This design comes from an exercise in tuning for small area, a short achievable clock period and few clock cycles per item on the open sky130 flow, not from production work. Function was checked by simulation only, so behaviour that the tests miss may differ from the original.

## design/flow/config.mk

```make
export PLATFORM = sky130hd
export DESIGN_NAME = CLBP
export DESIGN_NICKNAME = CLBP
export VERILOG_FILES = /design/flow/design.v
export SDC_FILE = /design/flow/constraint.sdc
export NUM_CORES = 8
export LEC_CHECK = 0
export CAP_MARGIN = 20
export CORE_MARGIN = 2
export CORE_UTILIZATION = 40
export SLEW_MARGIN = 20
```

## design/flow/constraint.sdc

```tcl
create_clock -name core_clock -period 30.0 [get_ports {clk}]
set_input_delay 6.0000 -clock core_clock [delete_from_list [all_inputs] [get_ports {clk}]]
set_output_delay 6.0000 -clock core_clock [all_outputs]
set_load 0.01 [all_outputs]
```

## design/flow/design.v

```verilog
module CLBP
#(
    parameter INT_WIDTH     = 9,
    parameter FRAC_WIDTH    = 16
)
(
    input                                       clk,
    input                                       rst,
    input                                       enable,
    output reg  [11:0]                          gray_addr,
    output reg                                  gray_OE,
    input       [7:0]                           gray_data,
    output reg  [11:0]                          lbp_addr,
    output reg                                  lbp_WEN,
    output reg  [7:0]                           lbp_data,
    output reg  [(INT_WIDTH+FRAC_WIDTH)-1:0]    theta,  
    output reg                                  theta_valid,
    input       [(INT_WIDTH+FRAC_WIDTH)-1:0]    cos_data,
    input                                       cos_valid,
    input       [(INT_WIDTH+FRAC_WIDTH)-1:0]    sin_data,
    input                                       sin_valid,
    output reg                                  finish
);  
parameter [5:0] S0=6'b000000, S1=6'b000001, S2=6'b000010, S3=6'b000011, S4=6'b000100, S5=6'b000101, S6=6'b000110, S7=6'b000111;
parameter [5:0] S8=6'b001000, S9=6'b001001, S10=6'b001010, S11=6'b001011, S12=6'b001100, S13=6'b001101, S14=6'b001110, S15=6'b001111;
parameter [5:0] S16=6'b010000, S17=6'b010001, S18=6'b010010, S19=6'b010011, S20=6'b010100, S21=6'b010101, S22=6'b010110, S23=6'b010111;
parameter [5:0] S24=6'b011000, S25=6'b011001, S26=6'b011010, S27=6'b011011, S28=6'b011100, S29=6'b011101, S30=6'b011110, S31=6'b011111;
parameter [5:0] S32=6'b100000, S33=6'b100001, S34=6'b100010, S35=6'b100011, S36=6'b100100, S37=6'b100101, S38=6'b100110, S39=6'b100111;
parameter [5:0] S40=6'b101000, S41=6'b101001, S42=6'b101010, S43=6'b101011, S44=6'b101100, S45=6'b101101, S46=6'b101110, S47=6'b101111;
parameter [5:0] S48=6'b110000, S49=6'b110001, S50=6'b110010, S51=6'b110011, S52=6'b110100, S53=6'b110101, S54=6'b110110, S55=6'b110111;
parameter [24:0] pi=25'b0_0000_0011_0010_0100_0011_1111;
reg [5:0]	current_state, next_state;
reg [11:0]	counter;
reg [7:0]	gc;
reg [24:0]	cos [7:0];
reg [24:0]	sin [7:0];
reg [24:0]	rx [7:0];
reg [24:0]	ry [7:0];
reg [8:0]	x1 [7:0];
reg [8:0]	x2 [7:0];
reg [8:0]	y1 [7:0];
reg [8:0]	y2 [7:0];
reg [7:0]	x1_y1_data;
reg [7:0]	x1_y2_data;
reg [7:0]	x2_y1_data;
reg [7:0]	x2_y2_data;
reg [24:0]	tx [7:0];
reg [24:0]	ty [7:0];
reg [24:0]	w1 [7:0];
reg [24:0]	w2 [7:0];
reg [24:0]	w3 [7:0];
reg [24:0]	w4 [7:0];
reg [16:0]	omx [7:0];
reg [16:0]	omy [7:0];
reg [33:0]	multi1 [7:0];
reg [33:0]	multi2 [7:0];
reg [33:0]	multi3 [7:0];
reg [33:0]	multi4 [7:0];
reg [31:0]	neighbor;
integer		i;
always @ (posedge clk or posedge rst)
begin
	if(rst)
	begin
		current_state <= S0;
		counter <= 12'd0;
		finish <= 1'b0;
		cos[0] <= 25'b0;
		cos[1] <= 25'b0;
		cos[2] <= 25'b0;
		cos[3] <= 25'b0;
		cos[4] <= 25'b0;
		cos[5] <= 25'b0;
		cos[6] <= 25'b0;
		cos[7] <= 25'b0;
		sin[0] <= 25'b0;
		sin[1] <= 25'b0;
		sin[2] <= 25'b0;
		sin[3] <= 25'b0;
		sin[4] <= 25'b0;
		sin[5] <= 25'b0;
		sin[6] <= 25'b0;
		sin[7] <= 25'b0;
	end
	else
	begin
		current_state <= next_state;
		if((current_state == S51) || (current_state == S52))	counter <= counter + 12'd1;
		else													counter <= counter;
		if((counter == 12'd4095)&&(current_state == S52))	finish <= 1'b1;
		else					finish <= 1'b0;
		case(current_state)
			S2:
			begin
				if(cos_valid)	cos[0] <= cos_data;
				if(sin_valid)	sin[0] <= sin_data;
			end
			S3:
			begin
				if(cos_valid)	cos[1] <= cos_data;
				if(sin_valid)	sin[1] <= sin_data;
			end
			S4:
			begin
				if(cos_valid)	cos[2] <= cos_data;
				if(sin_valid)	
				begin
					if(sin_data[15:6] == 10'b11_1111_1111)	sin[2] <= {sin_data[24:16], 16'd0} + 25'b0_0000_0001_0000_0000_0000_0000;
					else									sin[2] <= sin_data;
				end
			end
			S5:
			begin
				if(cos_valid)	cos[3] <= cos_data;
				if(sin_valid)	sin[3] <= sin_data;
			end
			S6:
			begin
				if(cos_valid)
				begin
					if(cos_data[15:6] == 10'b00_0000_0000)	cos[4] <= {cos_data[24:16], 16'd0};
					else									cos[4] <= cos_data;
				end
				if(sin_valid)	sin[4] <= sin_data;
			end
			S7:
			begin
				if(cos_valid)	cos[5] <= cos_data;
				if(sin_valid)	sin[5] <= sin_data;
			end
			S8:
			begin
				if(cos_valid)	cos[6] <= cos_data;
				begin
					if(sin_data[15:6] == 10'b00_0000_0000)	sin[6] <= {sin_data[24:16], 16'd0};
					else									sin[6] <= sin_data;
				end
			end
			S9:
			begin
				if(cos_valid)	cos[7] <= cos_data;
				if(sin_valid)	sin[7] <= sin_data;
				lbp_data <= 8'd0;
			end
			S10:	gc <= gray_data;
			S11:	x1_y1_data <= gray_data;
			S12:	x1_y2_data <= gray_data;
			S13:	x2_y1_data <= gray_data;
			S14:	x2_y2_data <= gray_data;
			S15:
			begin
				if(neighbor[15] == 1'b1)
				begin
					if((neighbor[23:16] + 8'd1) >= gc)	lbp_data[0] <= 1'b1;
					else								lbp_data[0] <= 1'b0;
				end
				else
				begin
					if(neighbor[23:16] >= gc)	lbp_data[0] <= 1'b1;
					else						lbp_data[0] <= 1'b0;
				end
			end
			S16:	x1_y1_data <= gray_data;
			S17:	x1_y2_data <= gray_data;
			S18:	x2_y1_data <= gray_data;
			S19:	x2_y2_data <= gray_data;
			S20:
			begin
				if(neighbor[15] == 1'b1)
				begin
					if((neighbor[23:16] + 8'd1) >= gc)	lbp_data[1] <= 1'b1;
					else								lbp_data[1] <= 1'b0;
				end
				else
				begin
					if(neighbor[23:16] >= gc)	lbp_data[1] <= 1'b1;
					else						lbp_data[1] <= 1'b0;
				end
			end
			S21:	x1_y1_data <= gray_data;
			S22:	x1_y2_data <= gray_data;
			S23:	x2_y1_data <= gray_data;
			S24:	x2_y2_data <= gray_data;
			S25:
			begin
				if(neighbor[15] == 1'b1)
				begin
					if((neighbor[23:16] + 8'd1) >= gc)	lbp_data[2] <= 1'b1;
					else								lbp_data[2] <= 1'b0;
				end
				else
				begin
					if(neighbor[23:16] >= gc)	lbp_data[2] <= 1'b1;
					else						lbp_data[2] <= 1'b0;
				end
			end
			S26:	x1_y1_data <= gray_data;
			S27:	x1_y2_data <= gray_data;
			S28:	x2_y1_data <= gray_data;
			S29:	x2_y2_data <= gray_data;
			S30:
			begin
				if(neighbor[15] == 1'b1)
				begin
					if((neighbor[23:16] + 8'd1) >= gc)	lbp_data[3] <= 1'b1;
					else								lbp_data[3] <= 1'b0;
				end
				else
				begin
					if(neighbor[23:16] >= gc)	lbp_data[3] <= 1'b1;
					else						lbp_data[3] <= 1'b0;
				end
			end
			S31:	x1_y1_data <= gray_data;
			S32:	x1_y2_data <= gray_data;
			S33:	x2_y1_data <= gray_data;
			S34:	x2_y2_data <= gray_data;
			S35:
			begin
				if(neighbor[15] == 1'b1)
				begin
					if((neighbor[23:16] + 8'd1) >= gc)	lbp_data[4] <= 1'b1;
					else								lbp_data[4] <= 1'b0;
				end
				else
				begin
					if(neighbor[23:16] >= gc)	lbp_data[4] <= 1'b1;
					else						lbp_data[4] <= 1'b0;
				end
			end
			S36:	x1_y1_data <= gray_data;
			S37:	x1_y2_data <= gray_data;
			S38:	x2_y1_data <= gray_data;
			S39:	x2_y2_data <= gray_data;
			S40:
			begin
				if(neighbor[15] == 1'b1)
				begin
					if((neighbor[23:16] + 8'd1) >= gc)	lbp_data[5] <= 1'b1;
					else								lbp_data[5] <= 1'b0;
				end
				else
				begin
					if(neighbor[23:16] >= gc)	lbp_data[5] <= 1'b1;
					else						lbp_data[5] <= 1'b0;
				end
			end
			S41:	x1_y1_data <= gray_data;
			S42:	x1_y2_data <= gray_data;
			S43:	x2_y1_data <= gray_data;
			S44:	x2_y2_data <= gray_data;
			S45:
			begin
				if(neighbor[15] == 1'b1)
				begin
					if((neighbor[23:16] + 8'd1) >= gc)	lbp_data[6] <= 1'b1;
					else								lbp_data[6] <= 1'b0;
				end
				else
				begin
					if(neighbor[23:16] >= gc)	lbp_data[6] <= 1'b1;
					else						lbp_data[6] <= 1'b0;
				end
			end
			S46:	x1_y1_data <= gray_data;
			S47:	x1_y2_data <= gray_data;
			S48:	x2_y1_data <= gray_data;
			S49:	x2_y2_data <= gray_data;
			S50:
			begin
				if(neighbor[15] == 1'b1)
				begin
					if((neighbor[23:16] + 8'd1) >= gc)	lbp_data[7] <= 1'b1;
					else								lbp_data[7] <= 1'b0;
				end
				else
				begin
					if(neighbor[23:16] >= gc)	lbp_data[7] <= 1'b1;
					else						lbp_data[7] <= 1'b0;
				end
			end
			S51:	lbp_data <= lbp_data;
			S52:	lbp_data <= 8'd0;
			default:lbp_data <= 8'd0;
		endcase
	end
end
always @ (*)
begin
	case(current_state)
		S0:
		begin
			gray_addr = 12'd0;
			gray_OE = 1'b0;
			theta = 25'd0;
			theta_valid = 1'b0;
			lbp_addr = 12'd0;
			lbp_WEN = 1'b0;
			neighbor = 32'd0;
			if(enable)	next_state = S1;
			else		next_state = S0;
		end
		S1:
		begin
			gray_addr = 12'd0;
			gray_OE = 1'b0;
			theta = 25'd0;
			theta_valid = 1'b1;
			lbp_addr = 12'd0;
			lbp_WEN = 1'b0;
			neighbor = 32'd0;
			next_state = S2;
		end
		S2:
		begin
			gray_addr = 12'd0;
			gray_OE = 1'b0;
			theta = ((pi << 1) * 3'd1) >> 3;
			theta_valid = 1'b1;
			lbp_addr = 12'd0;
			lbp_WEN = 1'b0;
			neighbor = 32'd0;
			next_state = S3;
		end
		S3:
		begin
			gray_addr = 12'd0;
			gray_OE = 1'b0;
			theta = ((pi << 1) * 3'd2) >> 3;
			theta_valid = 1'b1;
			lbp_addr = 12'd0;
			lbp_WEN = 1'b0;
			neighbor = 32'd0;
			next_state = S4;
		end
		S4:
		begin
			gray_addr = 12'd0;
			gray_OE = 1'b0;
			theta = ((pi << 1) * 3'd3) >> 3;
			theta_valid = 1'b1;
			lbp_addr = 12'd0;
			lbp_WEN = 1'b0;
			neighbor = 32'd0;
			next_state = S5;
		end
		S5:
		begin
			gray_addr = 12'd0;
			gray_OE = 1'b0;
			theta = ((pi << 1) * 3'd4) >> 3;
			theta_valid = 1'b1;
			lbp_addr = 12'd0;
			lbp_WEN = 1'b0;
			neighbor = 32'd0;
			next_state = S6;
		end
		S6:
		begin
			gray_addr = 12'd0;
			gray_OE = 1'b0;
			theta = ((pi << 1) * 3'd5) >> 3;
			theta_valid = 1'b1;
			lbp_addr = 12'd0;
			lbp_WEN = 1'b0;
			neighbor = 32'd0;
			next_state = S7;
		end
		S7:
		begin
			gray_addr = 12'd0;
			gray_OE = 1'b0;
			theta = ((pi << 1) * 3'd6) >> 3;
			theta_valid = 1'b1;
			lbp_addr = 12'd0;
			lbp_WEN = 1'b0;
			neighbor = 32'd0;
			next_state = S8;
		end
		S8:
		begin
			gray_addr = 12'd0;
			gray_OE = 1'b0;
			theta = ((pi << 1) * 3'd7) >> 3;
			theta_valid = 1'b1;
			lbp_addr = 12'd0;
			lbp_WEN = 1'b0;
			neighbor = 32'd0;
			next_state = S9;
		end
		S9: 
		begin
			gray_addr = counter;
			gray_OE = 1'b0;
			theta = 25'd0;
			theta_valid = 1'b0;
			lbp_addr = 12'd0;
			lbp_WEN = 1'b0;
			neighbor = 32'd0;
			if(((counter >= 12'd0)&&(counter <= 12'd191))||((counter >= 12'd3904)&&(counter <= 12'd4095))||(counter[5:0]==6'd0)||(counter[5:0]==6'd1)||(counter[5:0]==6'd2)||(counter[5:0]==6'd61)||(counter[5:0]==6'd62)||(counter[5:0]==6'd63))	next_state = S52;
			else	next_state = S10;
		end
		S10:
		begin
			gray_addr = counter + {{3{x1[0][7]}}, x1[0]} + ({{3{y1[0][7]}}, y1[0]} << 6);
			gray_OE = 1'b1;
			theta = 25'd0;
			theta_valid = 1'b0;
			lbp_addr = 12'd0;
			lbp_WEN = 1'b0;
			neighbor = 32'd0;
			next_state = S11;
		end
		S11:
		begin
			gray_addr = counter + {{3{x1[0][7]}}, x1[0]} + ({{3{y2[0][7]}}, y2[0]} << 6);
			gray_OE = 1'b1;
			theta = 25'd0;
			theta_valid = 1'b0;
			lbp_addr = 12'd0;
			lbp_WEN = 1'b0;
			neighbor = 32'd0;
			next_state = S12;
		end
		S12:
		begin
			gray_addr = counter + {{3{x2[0][7]}}, x2[0]} + ({{3{y1[0][7]}}, y1[0]} << 6);
			gray_OE = 1'b1;
			theta = 25'd0;
			theta_valid = 1'b0;
			lbp_addr = 12'd0;
			lbp_WEN = 1'b0;
			neighbor = 32'd0;
			next_state = S13;
		end
		S13:
		begin
			gray_addr = counter + {{3{x2[0][7]}}, x2[0]} + ({{3{y2[0][7]}}, y2[0]} << 6);
			gray_OE = 1'b1;
			theta = 25'd0;
			theta_valid = 1'b0;
			lbp_addr = 12'd0;
			lbp_WEN = 1'b0;
			neighbor = 32'd0;
			next_state = S14;
		end
		S14:
		begin
			gray_addr = 12'd0;
			gray_OE = 1'b1;
			theta = 25'd0;
			theta_valid = 1'b0;
			lbp_addr = 12'd0;
			lbp_WEN = 1'b0;
			neighbor = 32'd0;
			next_state = S15;
		end
		S15:
		begin
			gray_addr = counter + {{3{x1[1][7]}}, x1[1]} + ({{3{y1[1][7]}}, y1[1]} << 6);
			gray_OE = 1'b0;
			theta = 25'd0;
			theta_valid = 1'b0;
			lbp_addr = 12'd0;
			lbp_WEN = 1'b0;
			neighbor = x1_y1_data*w1[0] + x1_y2_data*w2[0] + x2_y1_data*w3[0] + x2_y2_data*w4[0];
			next_state = S16;
		end
		S16:
		begin
			gray_addr = counter + {{3{x1[1][7]}}, x1[1]} + ({{3{y2[1][7]}}, y2[1]} << 6);
			gray_OE = 1'b1;
			theta = 25'd0;
			theta_valid = 1'b0;
			lbp_addr = 12'd0;
			lbp_WEN = 1'b0;
			neighbor = 32'd0;
			next_state = S17;
		end
		S17:
		begin
			gray_addr = counter + {{3{x2[1][7]}}, x2[1]} + ({{3{y1[1][7]}}, y1[1]} << 6);
			gray_OE = 1'b1;
			theta = 25'd0;
			theta_valid = 1'b0;
			lbp_addr = 12'd0;
			lbp_WEN = 1'b0;
			neighbor = 32'd0;
			next_state = S18;
		end
		S18:
		begin
			gray_addr = counter + {{3{x2[1][7]}}, x2[1]} + ({{3{y2[1][7]}}, y2[1]} << 6);
			gray_OE = 1'b1;
			theta = 25'd0;
			theta_valid = 1'b0;
			lbp_addr = 12'd0;
			lbp_WEN = 1'b0;
			neighbor = 32'd0;
			next_state = S19;
		end
		S19:
		begin
			gray_addr = 12'd0;
			gray_OE = 1'b1;
			theta = 25'd0;
			theta_valid = 1'b0;
			lbp_addr = 12'd0;
			lbp_WEN = 1'b0;
			neighbor = 32'd0;
			next_state = S20;
		end
		S20:
		begin
			gray_addr = counter + {{3{x1[2][7]}}, x1[2]} + ({{3{y2[2][7]}}, y1[2]} << 6);
			gray_OE = 1'b0;
			theta = 25'd0;
			theta_valid = 1'b0;
			lbp_addr = 12'd0;
			lbp_WEN = 1'b0;
			neighbor = x1_y1_data*w1[1] + x1_y2_data*w2[1] + x2_y1_data*w3[1] + x2_y2_data*w4[1];
			next_state = S21;
		end
		S21:
		begin
			gray_addr = counter + {{3{x1[2][7]}}, x1[2]} + ({{3{y2[2][7]}}, y2[2]} << 6);
			gray_OE = 1'b1;
			theta = 25'd0;
			theta_valid = 1'b0;
			lbp_addr = 12'd0;
			lbp_WEN = 1'b0;
			neighbor = 32'd0;
			next_state = S22;
		end
		S22:
		begin
			gray_addr = counter + {{3{x2[2][7]}}, x2[2]} + ({{3{y1[2][7]}}, y1[2]} << 6);
			gray_OE = 1'b1;
			theta = 25'd0;
			theta_valid = 1'b0;
			lbp_addr = 12'd0;
			lbp_WEN = 1'b0;
			neighbor = 32'd0;
			next_state = S23;
		end
		S23:
		begin
			gray_addr = counter + {{3{x2[2][7]}}, x2[2]} + ({{3{y2[2][7]}}, y2[2]} << 6);
			gray_OE = 1'b1;
			theta = 25'd0;
			theta_valid = 1'b0;
			lbp_addr = 12'd0;
			lbp_WEN = 1'b0;
			neighbor = 32'd0;
			next_state = S24;
		end
		S24:
		begin
			gray_addr = 12'd0;
			gray_OE = 1'b1;
			theta = 25'd0;
			theta_valid = 1'b0;
			lbp_addr = 12'd0;
			lbp_WEN = 1'b0;
			neighbor = 32'd0;
			next_state = S25;
		end
		S25:
		begin
			gray_addr = counter + {{3{x1[3][7]}}, x1[3]} + ({{3{y2[3][7]}}, y1[3]} << 6);
			gray_OE = 1'b0;
			theta = 25'd0;
			theta_valid = 1'b0;
			lbp_addr = 12'd0;
			lbp_WEN = 1'b0;
			neighbor = x1_y1_data*w1[2] + x1_y2_data*w2[2] + x2_y1_data*w3[2] + x2_y2_data*w4[2];
			next_state = S26;
		end
		S26:
		begin
			gray_addr = counter + {{3{x1[3][7]}}, x1[3]} + ({{3{y2[3][7]}}, y2[3]} << 6);
			gray_OE = 1'b1;
			theta = 25'd0;
			theta_valid = 1'b0;
			lbp_addr = 12'd0;
			lbp_WEN = 1'b0;
			neighbor = 32'd0;
			next_state = S27;
		end
		S27:
		begin
			gray_addr = counter + {{3{x2[3][7]}}, x2[3]} + ({{3{y1[3][7]}}, y1[3]} << 6);
			gray_OE = 1'b1;
			theta = 25'd0;
			theta_valid = 1'b0;
			lbp_addr = 12'd0;
			lbp_WEN = 1'b0;
			neighbor = 32'd0;
			next_state = S28;
		end
		S28:
		begin
			gray_addr = counter + {{3{x2[3][7]}}, x2[3]} + ({{3{y2[3][7]}}, y2[3]} << 6);
			gray_OE = 1'b1;
			theta = 25'd0;
			theta_valid = 1'b0;
			lbp_addr = 12'd0;
			lbp_WEN = 1'b0;
			neighbor = 32'd0;
			next_state = S29;
		end
		S29:
		begin
			gray_addr = 12'd0;
			gray_OE = 1'b1;
			theta = 25'd0;
			theta_valid = 1'b0;
			lbp_addr = 12'd0;
			lbp_WEN = 1'b0;
			neighbor = 32'd0;
			next_state = S30;
		end
		S30:
		begin
			gray_addr = counter + {{3{x1[4][7]}}, x1[4]} + ({{3{y2[4][7]}}, y1[4]} << 6);
			gray_OE = 1'b0;
			theta = 25'd0;
			theta_valid = 1'b0;
			lbp_addr = 12'd0;
			lbp_WEN = 1'b0;
			neighbor = x1_y1_data*w1[3] + x1_y2_data*w2[3] + x2_y1_data*w3[3] + x2_y2_data*w4[3];
			next_state = S31;
		end
		S31:
		begin
			gray_addr = counter + {{3{x1[4][7]}}, x1[4]} + ({{3{y2[4][7]}}, y2[4]} << 6);
			gray_OE = 1'b1;
			theta = 25'd0;
			theta_valid = 1'b0;
			lbp_addr = 12'd0;
			lbp_WEN = 1'b0;
			neighbor = 32'd0;
			next_state = S32;
		end
		S32:
		begin
			gray_addr = counter + {{3{x2[4][7]}}, x2[4]} + ({{3{y1[4][7]}}, y1[4]} << 6);
			gray_OE = 1'b1;
			theta = 25'd0;
			theta_valid = 1'b0;
			lbp_addr = 12'd0;
			lbp_WEN = 1'b0;
			neighbor = 32'd0;
			next_state = S33;
		end
		S33:
		begin
			gray_addr = counter + {{3{x2[4][7]}}, x2[4]} + ({{3{y2[4][7]}}, y2[4]} << 6);
			gray_OE = 1'b1;
			theta = 25'd0;
			theta_valid = 1'b0;
			lbp_addr = 12'd0;
			lbp_WEN = 1'b0;
			neighbor = 32'd0;
			next_state = S34;
		end
		S34:
		begin
			gray_addr = 12'd0;
			gray_OE = 1'b1;
			theta = 25'd0;
			theta_valid = 1'b0;
			lbp_addr = 12'd0;
			lbp_WEN = 1'b0;
			neighbor = 32'd0;
			next_state = S35;
		end
		S35:
		begin
			gray_addr = counter + {{3{x1[5][7]}}, x1[5]} + ({{3{y2[5][7]}}, y1[5]} << 6);
			gray_OE = 1'b0;
			theta = 25'd0;
			theta_valid = 1'b0;
			lbp_addr = 12'd0;
			lbp_WEN = 1'b0;
			neighbor = x1_y1_data*w1[4] + x1_y2_data*w2[4] + x2_y1_data*w3[4] + x2_y2_data*w4[4];
			next_state = S36;
		end
		S36:
		begin
			gray_addr = counter + {{3{x1[5][7]}}, x1[5]} + ({{3{y2[5][7]}}, y2[5]} << 6);
			gray_OE = 1'b1;
			theta = 25'd0;
			theta_valid = 1'b0;
			lbp_addr = 12'd0;
			lbp_WEN = 1'b0;
			neighbor = 32'd0;
			next_state = S37;
		end
		S37:
		begin
			gray_addr = counter + {{3{x2[5][7]}}, x2[5]} + ({{3{y1[5][7]}}, y1[5]} << 6);
			gray_OE = 1'b1;
			theta = 25'd0;
			theta_valid = 1'b0;
			lbp_addr = 12'd0;
			lbp_WEN = 1'b0;
			neighbor = 32'd0;
			next_state = S38;
		end
		S38:
		begin
			gray_addr = counter + {{3{x2[5][7]}}, x2[5]} + ({{3{y2[5][7]}}, y2[5]} << 6);
			gray_OE = 1'b1;
			theta = 25'd0;
			theta_valid = 1'b0;
			lbp_addr = 12'd0;
			lbp_WEN = 1'b0;
			neighbor = 32'd0;
			next_state = S39;
		end
		S39:
		begin
			gray_addr = 12'd0;
			gray_OE = 1'b1;
			theta = 25'd0;
			theta_valid = 1'b0;
			lbp_addr = 12'd0;
			lbp_WEN = 1'b0;
			neighbor = 32'd0;
			next_state = S40;
		end
		S40:
		begin
			gray_addr = counter + {{3{x1[6][7]}}, x1[6]} + ({{3{y2[6][7]}}, y1[6]} << 6);
			gray_OE = 1'b0;
			theta = 25'd0;
			theta_valid = 1'b0;
			lbp_addr = 12'd0;
			lbp_WEN = 1'b0;
			neighbor = x1_y1_data*w1[5] + x1_y2_data*w2[5] + x2_y1_data*w3[5] + x2_y2_data*w4[5];
			next_state = S41;
		end
		S41:
		begin
			gray_addr = counter + {{3{x1[6][7]}}, x1[6]} + ({{3{y2[6][7]}}, y2[6]} << 6);
			gray_OE = 1'b1;
			theta = 25'd0;
			theta_valid = 1'b0;
			lbp_addr = 12'd0;
			lbp_WEN = 1'b0;
			neighbor = 32'd0;
			next_state = S42;
		end
		S42:
		begin
			gray_addr = counter + {{3{x2[6][7]}}, x2[6]} + ({{3{y1[6][7]}}, y1[6]} << 6);
			gray_OE = 1'b1;
			theta = 25'd0;
			theta_valid = 1'b0;
			lbp_addr = 12'd0;
			lbp_WEN = 1'b0;
			neighbor = 32'd0;
			next_state = S43;
		end
		S43:
		begin
			gray_addr = counter + {{3{x2[6][7]}}, x2[6]} + ({{3{y2[6][7]}}, y2[6]} << 6);
			gray_OE = 1'b1;
			theta = 25'd0;
			theta_valid = 1'b0;
			lbp_addr = 12'd0;
			lbp_WEN = 1'b0;
			neighbor = 32'd0;
			next_state = S44;
		end
		S44:
		begin
			gray_addr = 12'd0;
			gray_OE = 1'b1;
			theta = 25'd0;
			theta_valid = 1'b0;
			lbp_addr = 12'd0;
			lbp_WEN = 1'b0;
			neighbor = 32'd0;
			next_state = S45;
		end
		S45:
		begin
			gray_addr = counter + {{3{x1[7][7]}}, x1[7]} + ({{3{y2[7][7]}}, y1[7]} << 6);
			gray_OE = 1'b0;
			theta = 25'd0;
			theta_valid = 1'b0;
			lbp_addr = 12'd0;
			lbp_WEN = 1'b0;
			neighbor = x1_y1_data*w1[6] + x1_y2_data*w2[6] + x2_y1_data*w3[6] + x2_y2_data*w4[6];
			next_state = S46;
		end
		S46:
		begin
			gray_addr = counter + {{3{x1[7][7]}}, x1[7]} + ({{3{y2[7][7]}}, y2[7]} << 6);
			gray_OE = 1'b1;
			theta = 25'd0;
			theta_valid = 1'b0;
			lbp_addr = 12'd0;
			lbp_WEN = 1'b0;
			neighbor = 32'd0;
			next_state = S47;
		end
		S47:
		begin
			gray_addr = counter + {{3{x2[7][7]}}, x2[7]} + ({{3{y1[7][7]}}, y1[7]} << 6);
			gray_OE = 1'b1;
			theta = 25'd0;
			theta_valid = 1'b0;
			lbp_addr = 12'd0;
			lbp_WEN = 1'b0;
			neighbor = 32'd0;
			next_state = S48;
		end
		S48:
		begin
			gray_addr = counter + {{3{x2[7][7]}}, x2[7]} + ({{3{y2[7][7]}}, y2[7]} << 6);
			gray_OE = 1'b1;
			theta = 25'd0;
			theta_valid = 1'b0;
			lbp_addr = 12'd0;
			lbp_WEN = 1'b0;
			neighbor = 32'd0;
			next_state = S49;
		end
		S49:
		begin
			gray_addr = 12'd0;
			gray_OE = 1'b1;
			theta = 25'd0;
			theta_valid = 1'b0;
			lbp_addr = 12'd0;
			lbp_WEN = 1'b0;
			neighbor = 32'd0;
			next_state = S50;
		end
		S50:
		begin
			gray_addr = 12'd0;
			gray_OE = 1'b0;
			theta = 25'd0;
			theta_valid = 1'b0;
			lbp_addr = 12'd0;
			lbp_WEN = 1'b0;
			neighbor = x1_y1_data*w1[7] + x1_y2_data*w2[7] + x2_y1_data*w3[7] + x2_y2_data*w4[7];
			next_state = S51;
		end
		S51:
		begin
			gray_addr = 12'd0;
			gray_OE = 1'b1;
			theta = 25'd0;
			theta_valid = 1'b0;
			lbp_addr = counter;
			lbp_WEN = 1'b1;
			neighbor = 32'd0;
			next_state = S9;
		end
		S52:
		begin
			gray_addr = 12'd0;
			gray_OE = 1'b0;
			theta = 25'd0;
			theta_valid = 1'b0;
			lbp_addr = counter;
			lbp_WEN = 1'b1;
			neighbor = 32'd0;
			if(counter == 12'd4095)	next_state = S0;
			else					next_state = S9;
		end
		default:
		begin
			gray_addr = 12'd0;
			gray_OE = 1'b0;
			theta = 25'd0;
			theta_valid = 1'b0;
			lbp_addr = 12'd0;
			lbp_WEN = 1'b0;
			neighbor = 32'd0;
			next_state = S0;
		end
	endcase
end
always @ (*)
begin
	for(i=0; i<8; i=i+1)
	begin
		rx[i] = 3 * cos[i];
		ry[i] = (-3) * sin[i];
		x1[i] = rx[i][24:16];
		x2[i] = rx[i][24:16] + {8'd0, (rx[i][15:0] != 16'b0)};
		y1[i] = ry[i][24:16];
		y2[i] = ry[i][24:16] + {8'd0, (ry[i][15:0] != 16'b0)};
		tx[i] = {9'd0, rx[i][15:0]};
		ty[i] = {9'd0, ry[i][15:0]};
		omx[i] = 17'h10000 - {1'b0, rx[i][15:0]};
		omy[i] = 17'h10000 - {1'b0, ry[i][15:0]};
		multi1[i] = omx[i] * omy[i];
		multi2[i] = {1'b0, rx[i][15:0]} * omy[i];
		multi3[i] = omx[i] * {1'b0, ry[i][15:0]};
		multi4[i] = {1'b0, rx[i][15:0]} * {1'b0, ry[i][15:0]};
		w1[i] = {7'd0, multi1[i][33:16]};
		w2[i] = {7'd0, multi2[i][33:16]};
		w3[i] = {7'd0, multi3[i][33:16]};
		w4[i] = {7'd0, multi4[i][33:16]};
	end
end
endmodule
```

## design/flow/run.sh

```bash
#!/bin/bash
# synth_recipe.tcl (not shown) runs the flow's synth.tcl, then flattens the netlist and writes it again
# the make line also repeats each setting of config.mk as NAME=value (left out here)
make -C /OpenROAD-flow-scripts/flow DESIGN_CONFIG=/design/flow/config.mk WORK_HOME=/design/flow/orfs CLKGATE_MAP_FILE= SYNTH_SCRIPT=/design/flow/synth_recipe.tcl finish
```

closeup.png
Bar = 10 um. Window x 797 to 827, y 256 to 286 um. Cells in grey, sequential cells in the stronger grey; small squares are vias.
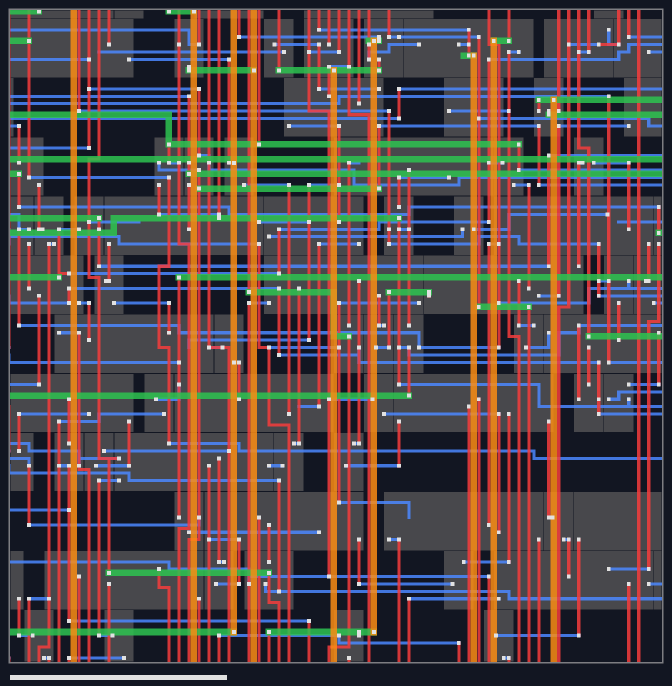
- orange: M4
- green: M3
- red: M2
- blue: M1
- most frequent: inv_1 (22), fa_1 (17), nand2_1 (12)
- cells with their middle in the window: 64
- sequential cells in the window: 0

clock_nets.png
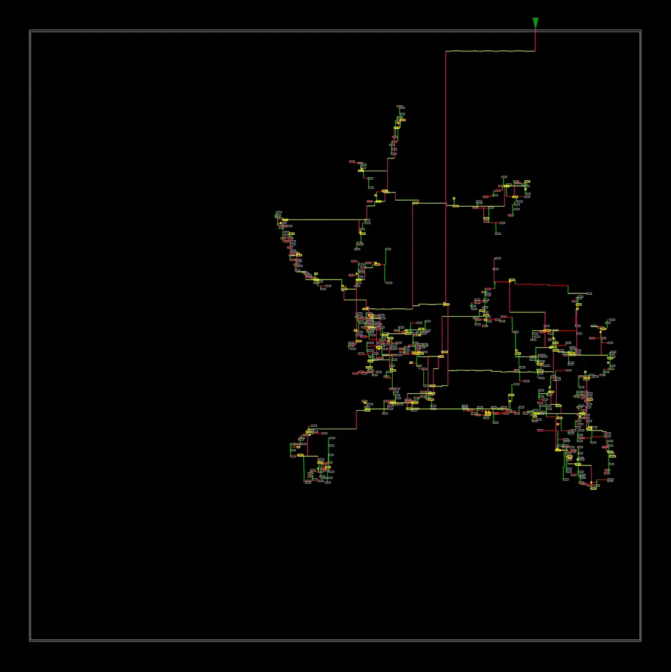
total CTS buffers: 73
Clock Skews: 0.122 ns
clock latency (worst-skew pair): 0.86 ns

==> key figures <==
Outcome
  • Status: complete, no violations

Worst hold path
  • Worst min path class: register to register

Timing
  • RSZ-0062 raised after global routing: false
  • Endpoints failing hold: 0
  • Worst Setup Slack, final: 4.64 ns
  • Crit share post-route: 0.845
  • Worst slew pin tran: 1.28 ns
  • Slew headroom: 0.147
  • Max frequency: 39.4 MHz

CTS
  • Post-CTS Setup Bufs: 0
  • Clk sinks: 443
  • TritonCTS clock tree: yes
  • Post-cts resize count: 0
  • Clock root cell: clkbuf_16
  • Max Root-Sink Buffers: 4

Synth
  • Post-synth ARST share: 0.892
  • Area contributors post-synth: fa_1, ha_1, inv_1
  • Avg Inst Size Synth: 8.84 um^2
  • Cell count after synthesis: 52,700
  • Most frequent cell after synthesis: inv_1
  • Synth top cells by count: inv_1, fa_1, nand2_1

Layout
  • Leading cell type in the layout, fill and taps excluded: inv_1
  • Share of cells above drive strength 1: 0.0489
  • Most frequent cells in the layout: inv_1, fa_1, nand2_1
  • Area growth, synth to finish: 6.63%
  • Final #Nets: 68,700

Setup path
  • CP Buf/Inv Count: 19
  • Worst setup startpoint: sin[4][0]
  • Reg2reg start: sin[4][0]
  • Arrival time of the worst setup path: 25.93 ns
  • Type of origin of the critical path: register
  • Worst path depth: 76
  • Slowest stage delay, CP: 1.02 ns
  • Worst setup path category: register to register
  • Crit-path max FO: 35
  • CP required: 30.57 ns

Drt
  • WL per Instance: 21.5 um
  • Via count: 348,000
  • First-pass DRT Iterations: 8

Floorplanning
  • Starting density of the core: 0.401
  • DIE HEIGHT: 1.08 mm
  • Full die area: 1,170,000 um^2

Global route
  • Routing usage on met2: 0.406
  • Largest net degree at the start of global routing: 133
  • Gr usage total: 0.254
  • Grt total ovfl: 0

Placement
  • Place WS: 4.42 ns
  • Routability congestion estimate: 0.961
Testbench counts, summed over its fixed seeds: cycles 2,630,256, items 18.
## sequential cells by signal (all words and copies together), names as in the netlist
| name | cells |
|---|---|
| lbp_data | 8 |
| x2_y2_data | 8 |
| cos | 200 |
| x2_y1_data | 8 |
| gc | 8 |
| finish | 1 |
| x1_y2_data | 8 |
| sin | 176 |
| counter | 12 |
| current_state | 6 |
| x1_y1_data | 8 |
## logic make-up (layout without fill, tap and decap cells)
group	Yosys count	in the layout	share of synthesized area
muxes	409	409	0.00986
DFF	443	443	0.0243
other	1	307	0.00000805
and+or+nand+nor	15200	15200	0.144
adders and majority gates	16500	16500	0.621
AOI/OAI and AO/OA	2571	2571	0.0359
xor gates and xnor gates	2105	2105	0.0400
buffers and inverters	15500	15100	0.125
## worst paths after layout
check / to / slack (ns)
worst min-delay path: sin[2][20] / 0.50
min in group asynchronous: cos[5][0] / 6.40
worst max register to register: lbp_data[5] / 4.64
max in group asynchronous: sin[2][10] / 21.48
worst max-delay path: lbp_data[5] / 4.64
worst min register to register: sin[2][20] / 0.50
## metrics by stage
stage | area, um^2 | hold slack [ns] | util | std cells
finish | 497000 | 0.496 | 0.427 | 68100
CTS | 496000 | 0.502 | 0.427 | 67800
detailed placement | 493000 | 0.488 | 0.425 | 67700
global route | 496000 | 0.532 | 0.427 | 67900
floorplan | 466000 | 0.456 | - | 52700
global placement | 493000 | 0.479 | 0.424 | 67700
## area by class of cell
| class | count | area (um^2) | area share |
|---|---|---|---|
| multi-input cells | 36700 | 401000 | 0.807 |
| inverters | 13500 | 50800 | 0.102 |
| well taps | 15500 | 19400 | 0.0391 |
| flip-flops and latches | 443 | 11300 | 0.0228 |
| repair buffers | 1424 | 10900 | 0.0220 |
| clock buffers | 90 | 1990 | 0.00401 |
| diodes | 300 | 751 | 0.00151 |
| clock inverters | 36 | 348 | 0.000700 |
## per-layer routing
layer | up-vias | share of wire
met5 | - | 0.00014
met2 | 12700 | 0.46
li1 | 153000 | -
met4 | 30 | 0.043
met1 | 180000 | 0.41
met3 | 2175 | 0.087
## tightest hold or removal path, stage by stage, from the launching register on
cell and delay [ns]:
dfrtp_1 0.35, nand2_1 0.05, o21ai_0 0.06

afterwards: timing with drivers on the ports:
The results above use ideal ports. As a check the final layout listed here was re-extracted and re-timed, cells and wires unchanged. Step 1 sets driving cells, clkbuf_16 on the clock port and buf_2 on the other inputs (assumed; they add their load-dependent delay and slew). Step 2 moves the port delays by t, midway between the first and last clock arrival at a register: inputs arrive t later, outputs are due t later. That takes back most of the time a late clock gives input paths. a / b / c = ideal / step 1 / step 2; a / b = the first two.
t, ns: 0.942
setup slack, ns: 4.637 / 4.637 / 4.637
latest minus earliest clock arrival (ns): 0.141 / 0.141
slew at the worst register clock pin (ns): 0.09 / 0.09
After both steps this run still meets setup and hold. For this run, drivers alone change the setup slack by 0.000 ns; drivers and shift together by 0.000 ns.
